From an optimization exercise on the open Yosys and OpenROAD flow, aimed at small area, a short achievable clock period and few clock cycles per item; shortcuts taken in it are not production practice.
Only simulation tests tie the RTL to the original design; equivalence was not proved.

**flow/config.mk**
```make
export PLATFORM = sky130hd
export DESIGN_NAME = convolve
export DESIGN_NICKNAME = convolve
export VERILOG_FILES = /design/flow/design.v
export SDC_FILE = /design/flow/constraint.sdc
export NUM_CORES = 4
export LEC_CHECK = 0
export CAP_MARGIN = 20
export CORE_MARGIN = 2
export CORE_UTILIZATION = 40
export PLACE_DENSITY = 0.6
export SLEW_MARGIN = 20
```
**flow/constraint.sdc**
```tcl
create_clock -name core_clock -period 6.5 [get_ports {clk}]
set_input_delay 1.3000 -clock core_clock [delete_from_list [all_inputs] [get_ports {clk}]]
set_output_delay 1.3000 -clock core_clock [all_outputs]
set_load 0.01 [all_outputs]
```
**flow/design.v**
```verilog
module mux_3_1 #(
    parameter BIT_DEPTH = 8  
) (
    input [BIT_DEPTH-1:0] in1,
    input [BIT_DEPTH-1:0] in2,
    input [BIT_DEPTH-1:0] in3,
    input [1:0] sel,
    output [BIT_DEPTH-1:0] out
);
    assign out = (sel == 3'b01) ? in1 :
                 (sel == 3'b10) ? in2 :
                 (sel == 3'b11) ? in3 : 8'b0;  
endmodule
module mux_9_1 #(
    parameter BIT_DEPTH = 8
) (
    input  [BIT_DEPTH-1:0] in1,
    input  [BIT_DEPTH-1:0] in2,
    input  [BIT_DEPTH-1:0] in3,
    input  [BIT_DEPTH-1:0] in4,
    input  [BIT_DEPTH-1:0] in5,
    input  [BIT_DEPTH-1:0] in6,
    input  [BIT_DEPTH-1:0] in7,
    input  [BIT_DEPTH-1:0] in8,
    input  [BIT_DEPTH-1:0] in9,
    input  [3:0] sel,
    output [BIT_DEPTH-1:0] out
);
assign out = (sel == 4'd0) ? in1 :
             (sel == 4'd1) ? in2 :
             (sel == 4'd2) ? in3 :
             (sel == 4'd3) ? in4 :
             (sel == 4'd4) ? in5 :
             (sel == 4'd5) ? in6 :
             (sel == 4'd6) ? in7 :
             (sel == 4'd7) ? in8 :
             (sel == 4'd8) ? in9 :
             {BIT_DEPTH{1'b0}};
endmodule
module window2 #(
    parameter BIT_DEPTH = 8
) (
    input clk,
    input rst,
    input wr_sft_en,
    input [7:0] in_l1,
    input [7:0] in_l2,
    input [7:0] in_l3,
    output  [7:0] r1_col1,
    output  [7:0] r1_col2,
    output  [7:0] r1_col3,
    output  [7:0] r2_col1,
    output  [7:0] r2_col2,
    output  [7:0] r2_col3,
    output  [7:0] r3_col1,
    output  [7:0] r3_col2,
    output  [7:0] r3_col3
);
 reg [7:0] window1_1 [0:2];
 reg [7:0] window1_2 [0:2];
 reg [7:0] window1_3 [0:2];
 always @(posedge clk) begin
    if(wr_sft_en) begin
        window1_1[0] <= in_l1;
        window1_2[0] <= in_l2;
        window1_3[0] <= in_l3;
        window1_1[1] <= window1_1[0];
        window1_2[1] <= window1_2[0];
        window1_3[1] <= window1_3[0];
        window1_1[2] <= window1_1[1];
        window1_2[2] <= window1_2[1];
        window1_3[2] <= window1_3[1];
    end
 end
    assign  r1_col1 = window1_1[0];
    assign  r1_col2 = window1_1[1];
    assign  r1_col3 = window1_1[2];
    assign  r2_col1 = window1_2[0];
    assign  r2_col2 = window1_2[1];
    assign  r2_col3 = window1_2[2];
    assign  r3_col1 = window1_3[0];
    assign  r3_col2 = window1_3[1];
    assign  r3_col3 = window1_3[2];
endmodule
module window1_pipo #(
    parameter BIT_DEPTH = 8  
) (
    input clk,
    input wr_en,  
    input [BIT_DEPTH-1:0] in1,
    input [BIT_DEPTH-1:0] in2,
    input [BIT_DEPTH-1:0] in3,
    output [BIT_DEPTH-1:0] w1_r1_col1,
    output [BIT_DEPTH-1:0] w1_r1_col2,
    output [BIT_DEPTH-1:0] w1_r1_col3,
    output [BIT_DEPTH-1:0] w1_r2_col1,
    output [BIT_DEPTH-1:0] w1_r2_col2,
    output [BIT_DEPTH-1:0] w1_r2_col3,
    output [BIT_DEPTH-1:0] w1_r3_col1,
    output [BIT_DEPTH-1:0] w1_r3_col2,
    output [BIT_DEPTH-1:0] w1_r3_col3
);
reg [7:0] window1_1 [0:2];
reg [7:0] window1_2 [0:2];
reg [7:0] window1_3 [0:2];
always @(posedge clk) begin
    if(wr_en) begin
        window1_1[0] <= in1;
        window1_2[0] <= in2;
        window1_3[0] <= in3;
        window1_1[1] <= window1_1[0];
        window1_2[1] <= window1_2[0];
        window1_3[1] <= window1_3[0];
        window1_1[2] <= window1_1[1];
        window1_2[2] <= window1_2[1];
        window1_3[2] <= window1_3[1];
    end
end
assign w1_r1_col1 = window1_1[0];
assign w1_r1_col2 = window1_1[1]; 
assign w1_r1_col3 = window1_1[2];
assign w1_r2_col1 = window1_2[0];
assign w1_r2_col2 = window1_2[1]; 
assign w1_r2_col3 = window1_2[2];
assign w1_r3_col1 = window1_3[0];
assign w1_r3_col2 = window1_3[1]; 
assign w1_r3_col3 = window1_3[2];
endmodule
module convolve #(
    parameter BIT_DEPTH = 8,
    parameter DEST_ADDR_WIDTH = 10  
) (
input clk,
    input rst,
    input start,
    input [1:0] stride,  
    input [7:0] in_l1,
    input [7:0] in_l2,
    input [7:0] in_l3,
    input [7:0] kernel_in,
    input [4:0] in_dest_addr,
    output reg [3:0] kernel_addr,
    output reg shift_buffer,
    output reg done,
    output reg [7:0] sum1,
    output reg [7:0] sum2,
    output reg dest_wr_en,  
    output reg [DEST_ADDR_WIDTH-1:0] out_dest_addr  
);
reg [2:0] state, next_state;
parameter IDLE = 3'b000, INITIAL_LOAD = 3'b001, LOAD = 3'b010, CONVOLVE = 3'b011,WRITE_BACK = 3'b100,DONE = 3'b101;
reg window_en;
reg [3:0] counter;
reg [4:0] main_counter;
wire [7:0] w2_r1_col1, w2_r1_col2, w2_r1_col3,
           w2_r2_col1, w2_r2_col2, w2_r2_col3,
           w2_r3_col1, w2_r3_col2, w2_r3_col3;
wire [7:0] w1_r2_col1, w1_r2_col2, w1_r2_col3,
           w1_r3_col1, w1_r3_col2, w1_r3_col3,
           w1_r1_col1, w1_r1_col2, w1_r1_col3;
wire [7:0] w1_mux_res,
           w2_mux_res;
wire [7:0] window1_out1, window1_out2, window1_out3;
wire [7:0] link_wire1, link_wire2, link_wire3;
always @(posedge clk or posedge rst) begin
    if (rst) begin
        state <= IDLE;
    end else begin
        state <= next_state;
    end
end
always @(*) begin
    case (state)
        IDLE: begin
            if (start) begin
                next_state = INITIAL_LOAD;
            end else begin
                next_state = IDLE;
            end
        end
        INITIAL_LOAD: begin
            if (counter == (stride + 3)) begin  
                next_state = CONVOLVE;
            end else begin
                next_state = INITIAL_LOAD;  
            end
        end
        LOAD: begin
            if (counter == stride + 1) begin  
                next_state = CONVOLVE;  
            end else begin
                next_state = LOAD;  
            end
        end
        CONVOLVE: begin
            if(counter == 8 ) begin
            next_state = WRITE_BACK;
            end
            else begin
                next_state = CONVOLVE;  
            end
        end
        WRITE_BACK: begin
            if (counter == 1) begin 
                next_state = LOAD;  
            end 
            else begin
                next_state = WRITE_BACK;  
            end
            if(main_counter == ((26/stride)-2)) begin
                next_state = DONE;  
            end
        end
        DONE: begin
            next_state = IDLE;  
        end
        default: next_state = IDLE;
    endcase
end
always @(posedge clk) begin
    case (state)
    IDLE: begin
        shift_buffer <= 0;  
        done <= 0;  
        window_en <= 0;  
        counter <= 0;  
        kernel_addr <= 0;  
        sum1 <= 0;  
        sum2 <= 0;  
        out_dest_addr <= in_dest_addr;  
        dest_wr_en <= 0;  
        main_counter <= 0;  
    end
    INITIAL_LOAD: begin
        counter <= counter + 1;  
        shift_buffer <= 1;  
        window_en <= 1;  
        if (counter == (stride + 3)) begin
            shift_buffer <= 0;  
            window_en <= 0;  
            counter <= 0;  
        end
    end
    LOAD: begin
        window_en <= 1;  
        shift_buffer <= 1;  
        counter <= counter + 1;  
        if (counter == stride + 1) begin
            window_en <= 0;  
            counter <= 0;  
            shift_buffer <= 0;  
        end
    end
    CONVOLVE: begin
        counter <= counter + 1;  
        kernel_addr <= kernel_addr + 1;  
        sum1 <= sum1 + w1_mux_res * kernel_in;  
        sum2 <= sum2 + w2_mux_res * kernel_in;  
        if (counter == 8) begin
            counter <= 0;  
            kernel_addr <= 0;
        end
        end
    WRITE_BACK: begin
        counter <= counter + 1;  
        dest_wr_en <= 1;  
        if (counter == 1) begin
            out_dest_addr <= out_dest_addr + 1;  
            sum1 <= 0;  
            sum2 <= 0;  
            dest_wr_en<=1'b0;
            main_counter <= main_counter + 2;  
            counter <= 0;  
        end
        if(main_counter == ((26 / stride)-2)) begin
            main_counter <= 0;  
            counter <= 0;  
            done <= 1;  
        end
    end
    DONE: begin
        done <= 1;  
        shift_buffer <= 0;  
        window_en <= 0;  
        counter <= 0;  
        kernel_addr <= 0;  
        sum1 <= 0;  
        sum2 <= 0;  
        dest_wr_en <= 0;  
        main_counter <= 0;  
    end
    endcase
end
mux_3_1 #(  
    .BIT_DEPTH(8)
) mux1 (
    .in1(w2_r1_col1),
    .in2(w2_r1_col2),
    .in3(w2_r1_col3),
    .sel(stride),
    .out(link_wire1)
);
mux_3_1 #(  
    .BIT_DEPTH(8)
) mux2 (
    .in1(w2_r2_col1),
    .in2(w2_r2_col2),
    .in3(w2_r2_col3),
    .sel(stride),
    .out(link_wire2)
);
mux_3_1 #(  
    .BIT_DEPTH(8)
) mux3 (
    .in1(w2_r3_col1),
    .in2(w2_r3_col2),
    .in3(w2_r3_col3),
    .sel(stride),
    .out(link_wire3)
);
window2 #(  
    .BIT_DEPTH(8)
) w2 (
    .clk(clk),
    .rst(rst),
    .wr_sft_en(window_en),
    .in_l1(in_l1),
    .in_l2(in_l2),
    .in_l3(in_l3),
    .r1_col1(w2_r1_col1),
    .r1_col2(w2_r1_col2),
    .r1_col3(w2_r1_col3),
    .r2_col1(w2_r2_col1),
    .r2_col2(w2_r2_col2),
    .r2_col3(w2_r2_col3),
    .r3_col1(w2_r3_col1),
    .r3_col2(w2_r3_col2),
    .r3_col3(w2_r3_col3)
);
window1_pipo #(  
    .BIT_DEPTH(8)
) w1 (
    .clk(clk),
    .wr_en(window_en),
    .in1(link_wire1),
    .in2(link_wire2),
    .in3(link_wire3),
    .w1_r1_col1(w1_r1_col1),
    .w1_r1_col2(w1_r1_col2),
    .w1_r1_col3(w1_r1_col3),
    .w1_r2_col1(w1_r2_col1),
    .w1_r2_col2(w1_r2_col2),
    .w1_r2_col3(w1_r2_col3),
    .w1_r3_col1(w1_r3_col1),
    .w1_r3_col2(w1_r3_col2),
    .w1_r3_col3(w1_r3_col3)
);
mux_9_1 #(
    .BIT_DEPTH(8)
) mux_sum2 (
    .in1(w2_r1_col1),
    .in2(w2_r1_col2),
    .in3(w2_r1_col3),
    .in4(w2_r2_col1),
    .in5(w2_r2_col2),
    .in6(w2_r2_col3),
    .in7(w2_r3_col1),
    .in8(w2_r3_col2),
    .in9(w2_r3_col3),
    .sel(kernel_addr),  
    .out(w2_mux_res)
);
mux_9_1 #(
    .BIT_DEPTH(8)
) mux_sum1 (
    .in1(w1_r1_col1),
    .in2(w1_r1_col2),
    .in3(w1_r1_col3),
    .in4(w1_r2_col1),
    .in5(w1_r2_col2),
    .in6(w1_r2_col3),
    .in7(w1_r3_col1),
    .in8(w1_r3_col2),
    .in9(w1_r3_col3),
    .sel(kernel_addr),  
    .out(w1_mux_res)
);
endmodule
```
**flow/run.sh**
```bash
#!/bin/bash
# synth_recipe.tcl (not shown) runs the flow's synth.tcl, then flattens the netlist and writes it again
# the make line also repeats each setting of config.mk as NAME=value (left out here)
make -C /OpenROAD-flow-scripts/flow DESIGN_CONFIG=/design/flow/config.mk WORK_HOME=/design/flow/orfs CLKGATE_MAP_FILE= SYNTH_SCRIPT=/design/flow/synth_recipe.tcl finish
```
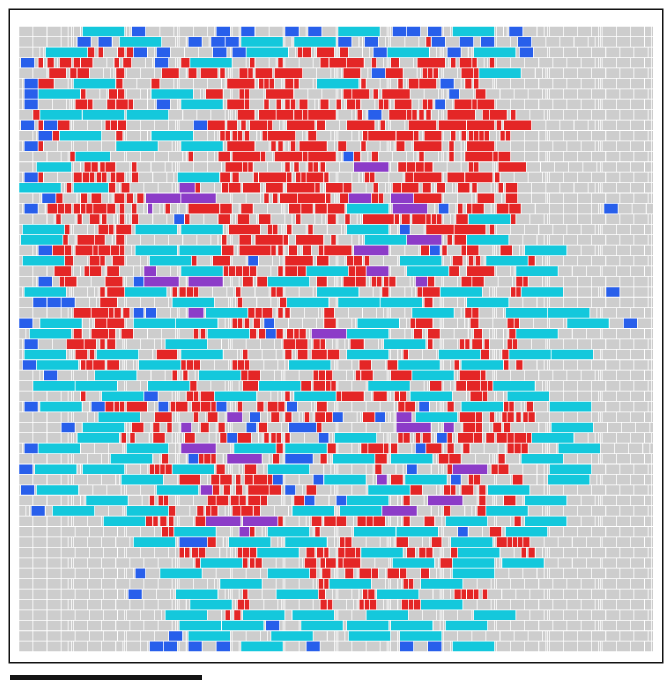
(images/cell_classes.png)
Scale bar: 50 um. Fill, decap, tap and diode cells in grey.
- red: all other logic (cells 779)
- cyan: flip-flops (cells 188)
- blue: other buffers and delay cells (cells 112)
- purple: clock drivers and dummy loads (cells 32)
core outline area: 0.0270 sq mm
standard-cell rows: 60
post-route design area: 0.0129 sq mm
fin util: 0.479
Seq/total area: 0.435

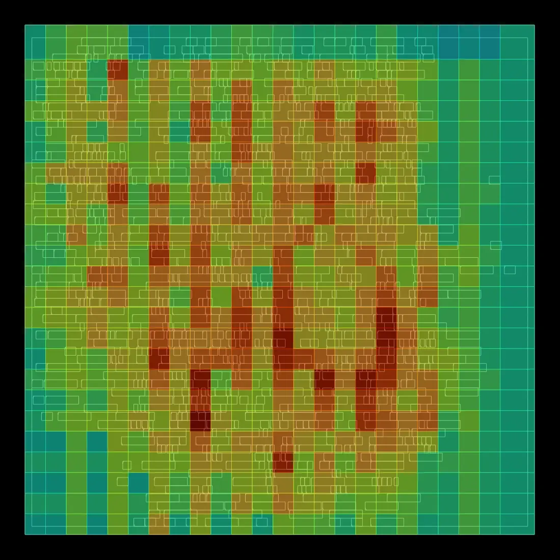
(images/final_congestion.png)
met1 routing resource usage after global routing: 0.276
Routed WL per cell: 18.7 um
All-Layer GR Usage: 0.195
met3 demand-to-capacity share in global routing: 0.0258

==> qor.log <==
qor: setup_path.capture_point_of_the_worst_reg_to_reg_path sum1[7]
qor: drt.route.detailed.drc 0
qor: layout.layout_common_cells 185 x edfxtp_1, 129 x nand2_1, 95 x inv_1
qor: layout.ff_latch_area 0.00563 sq mm
qor: layout.layout.cells.most_common edfxtp_1
qor: synthesis.yosysTopAreaCellShare 0.503
qor: synthesis.netlist-cell-type-count 70
qor: layout.n_all_buffers 112
qor: layout.buf_share 0.0822
qor: layout.clkbuf_count 17
qor: synthesis.postSynthCellCount 1020
qor: die.tapCellCount 341
qor: layout.n_sequential_cell 188
qor: sta.fmaxAchievable 161 MHz
qor: clocking.cts_hold_buffers 0
qor: synthesis.yosys.cell_count.top_type edfxtp_1
qor: sta.skew 0.0161 ns
qor: drt.dr_wl_met2 12.8 mm
qor: sta.hold_slack 0.453 ns
qor: synthesis.synth_xor_xnor_area_share 0.0451
qor: clocking.cts_tree yes
qor: grt.via_count_of_the_first_global_routing_pass 7842
qor: sta.max-slew-margin-rel 0.354
qor: drt.routedLengthMet1 12.6 mm
qor: layout.drive_above_1_share 0.0873
qor: sta.worst_pin_slew 0.968 ns
qor: clocking.ctsLongestPathBuffers 2
qor: synthesis.synth_top_family_by_area compound AO/OA/AOI/OAI gates
qor: placement.post-place-ws 0.174 ns
qor: layout.nNonClkInverters 98
qor: clocking.htreeDepth 4
qor: run_status.outcome finished clean
qor: hold_path.hold_path.startpoint w1.window1_1[0][0]
qor: layout.area_delta_synth_final 17.1%
qor: grt.grt-ovfl-total 0
qor: setup_path.worst_path_arrival_time 6.39 ns
qor: layout.fin_cells 1452
qor: die.floorplan.die_area 0.0290 sq mm
qor: layout.num-multi-input-gates 681
qor: clocking.postCtsResizedCells 0
qor: clocking.cts_setup_buffers 0
qor: grt.grt_antenna_before_repair 0
qor: die.dieWidth 170 um
qor: setup_path.cp_slowest_cell fa_1
qor: setup_path.critPathLaunch kernel_addr[0]
qor: synthesis.synth_compound_gate_area_share 0.140
qor: setup_path.criticalPathCategory reg -> reg
qor: setup_path.kind_of_launch_point_of_the_worst_setup_path flop
Testbench counts, summed over its fixed seeds: cycles 35,520, rows 192.

what the ideal ports hide:
How much do the figures lean on ideal ports? The routed layout below was timed once more, with nothing changed but the port constraints. Step 1 (the two cells are an assumption about what drives the block):
set clk [get_ports {clk}]
set_driving_cell -lib_cell sky130_fd_sc_hd__clkbuf_16 $clk
set_driving_cell -lib_cell sky130_fd_sc_hd__buf_2 [delete_from_list [all_inputs] $clk]
Step 2 adds t to the input delays and takes it off the output delays; t is the mean of the earliest and latest rising clock arrival at the registers after step 1. Input paths then give back, and output paths get back, about the clock's delay inside the block. Three values: ideal ports, drivers, drivers and shift; two values: the first two.
t (ns): 0.481
setup slack, ns: 0.291 / 0.291 / 0.291
hold slack, ns: 0.453 / 0.453 / 0.453
After both steps this run still meets setup and hold. The setup slack of this run moves by 0.000 ns with the drivers and by 0.000 ns with both steps.
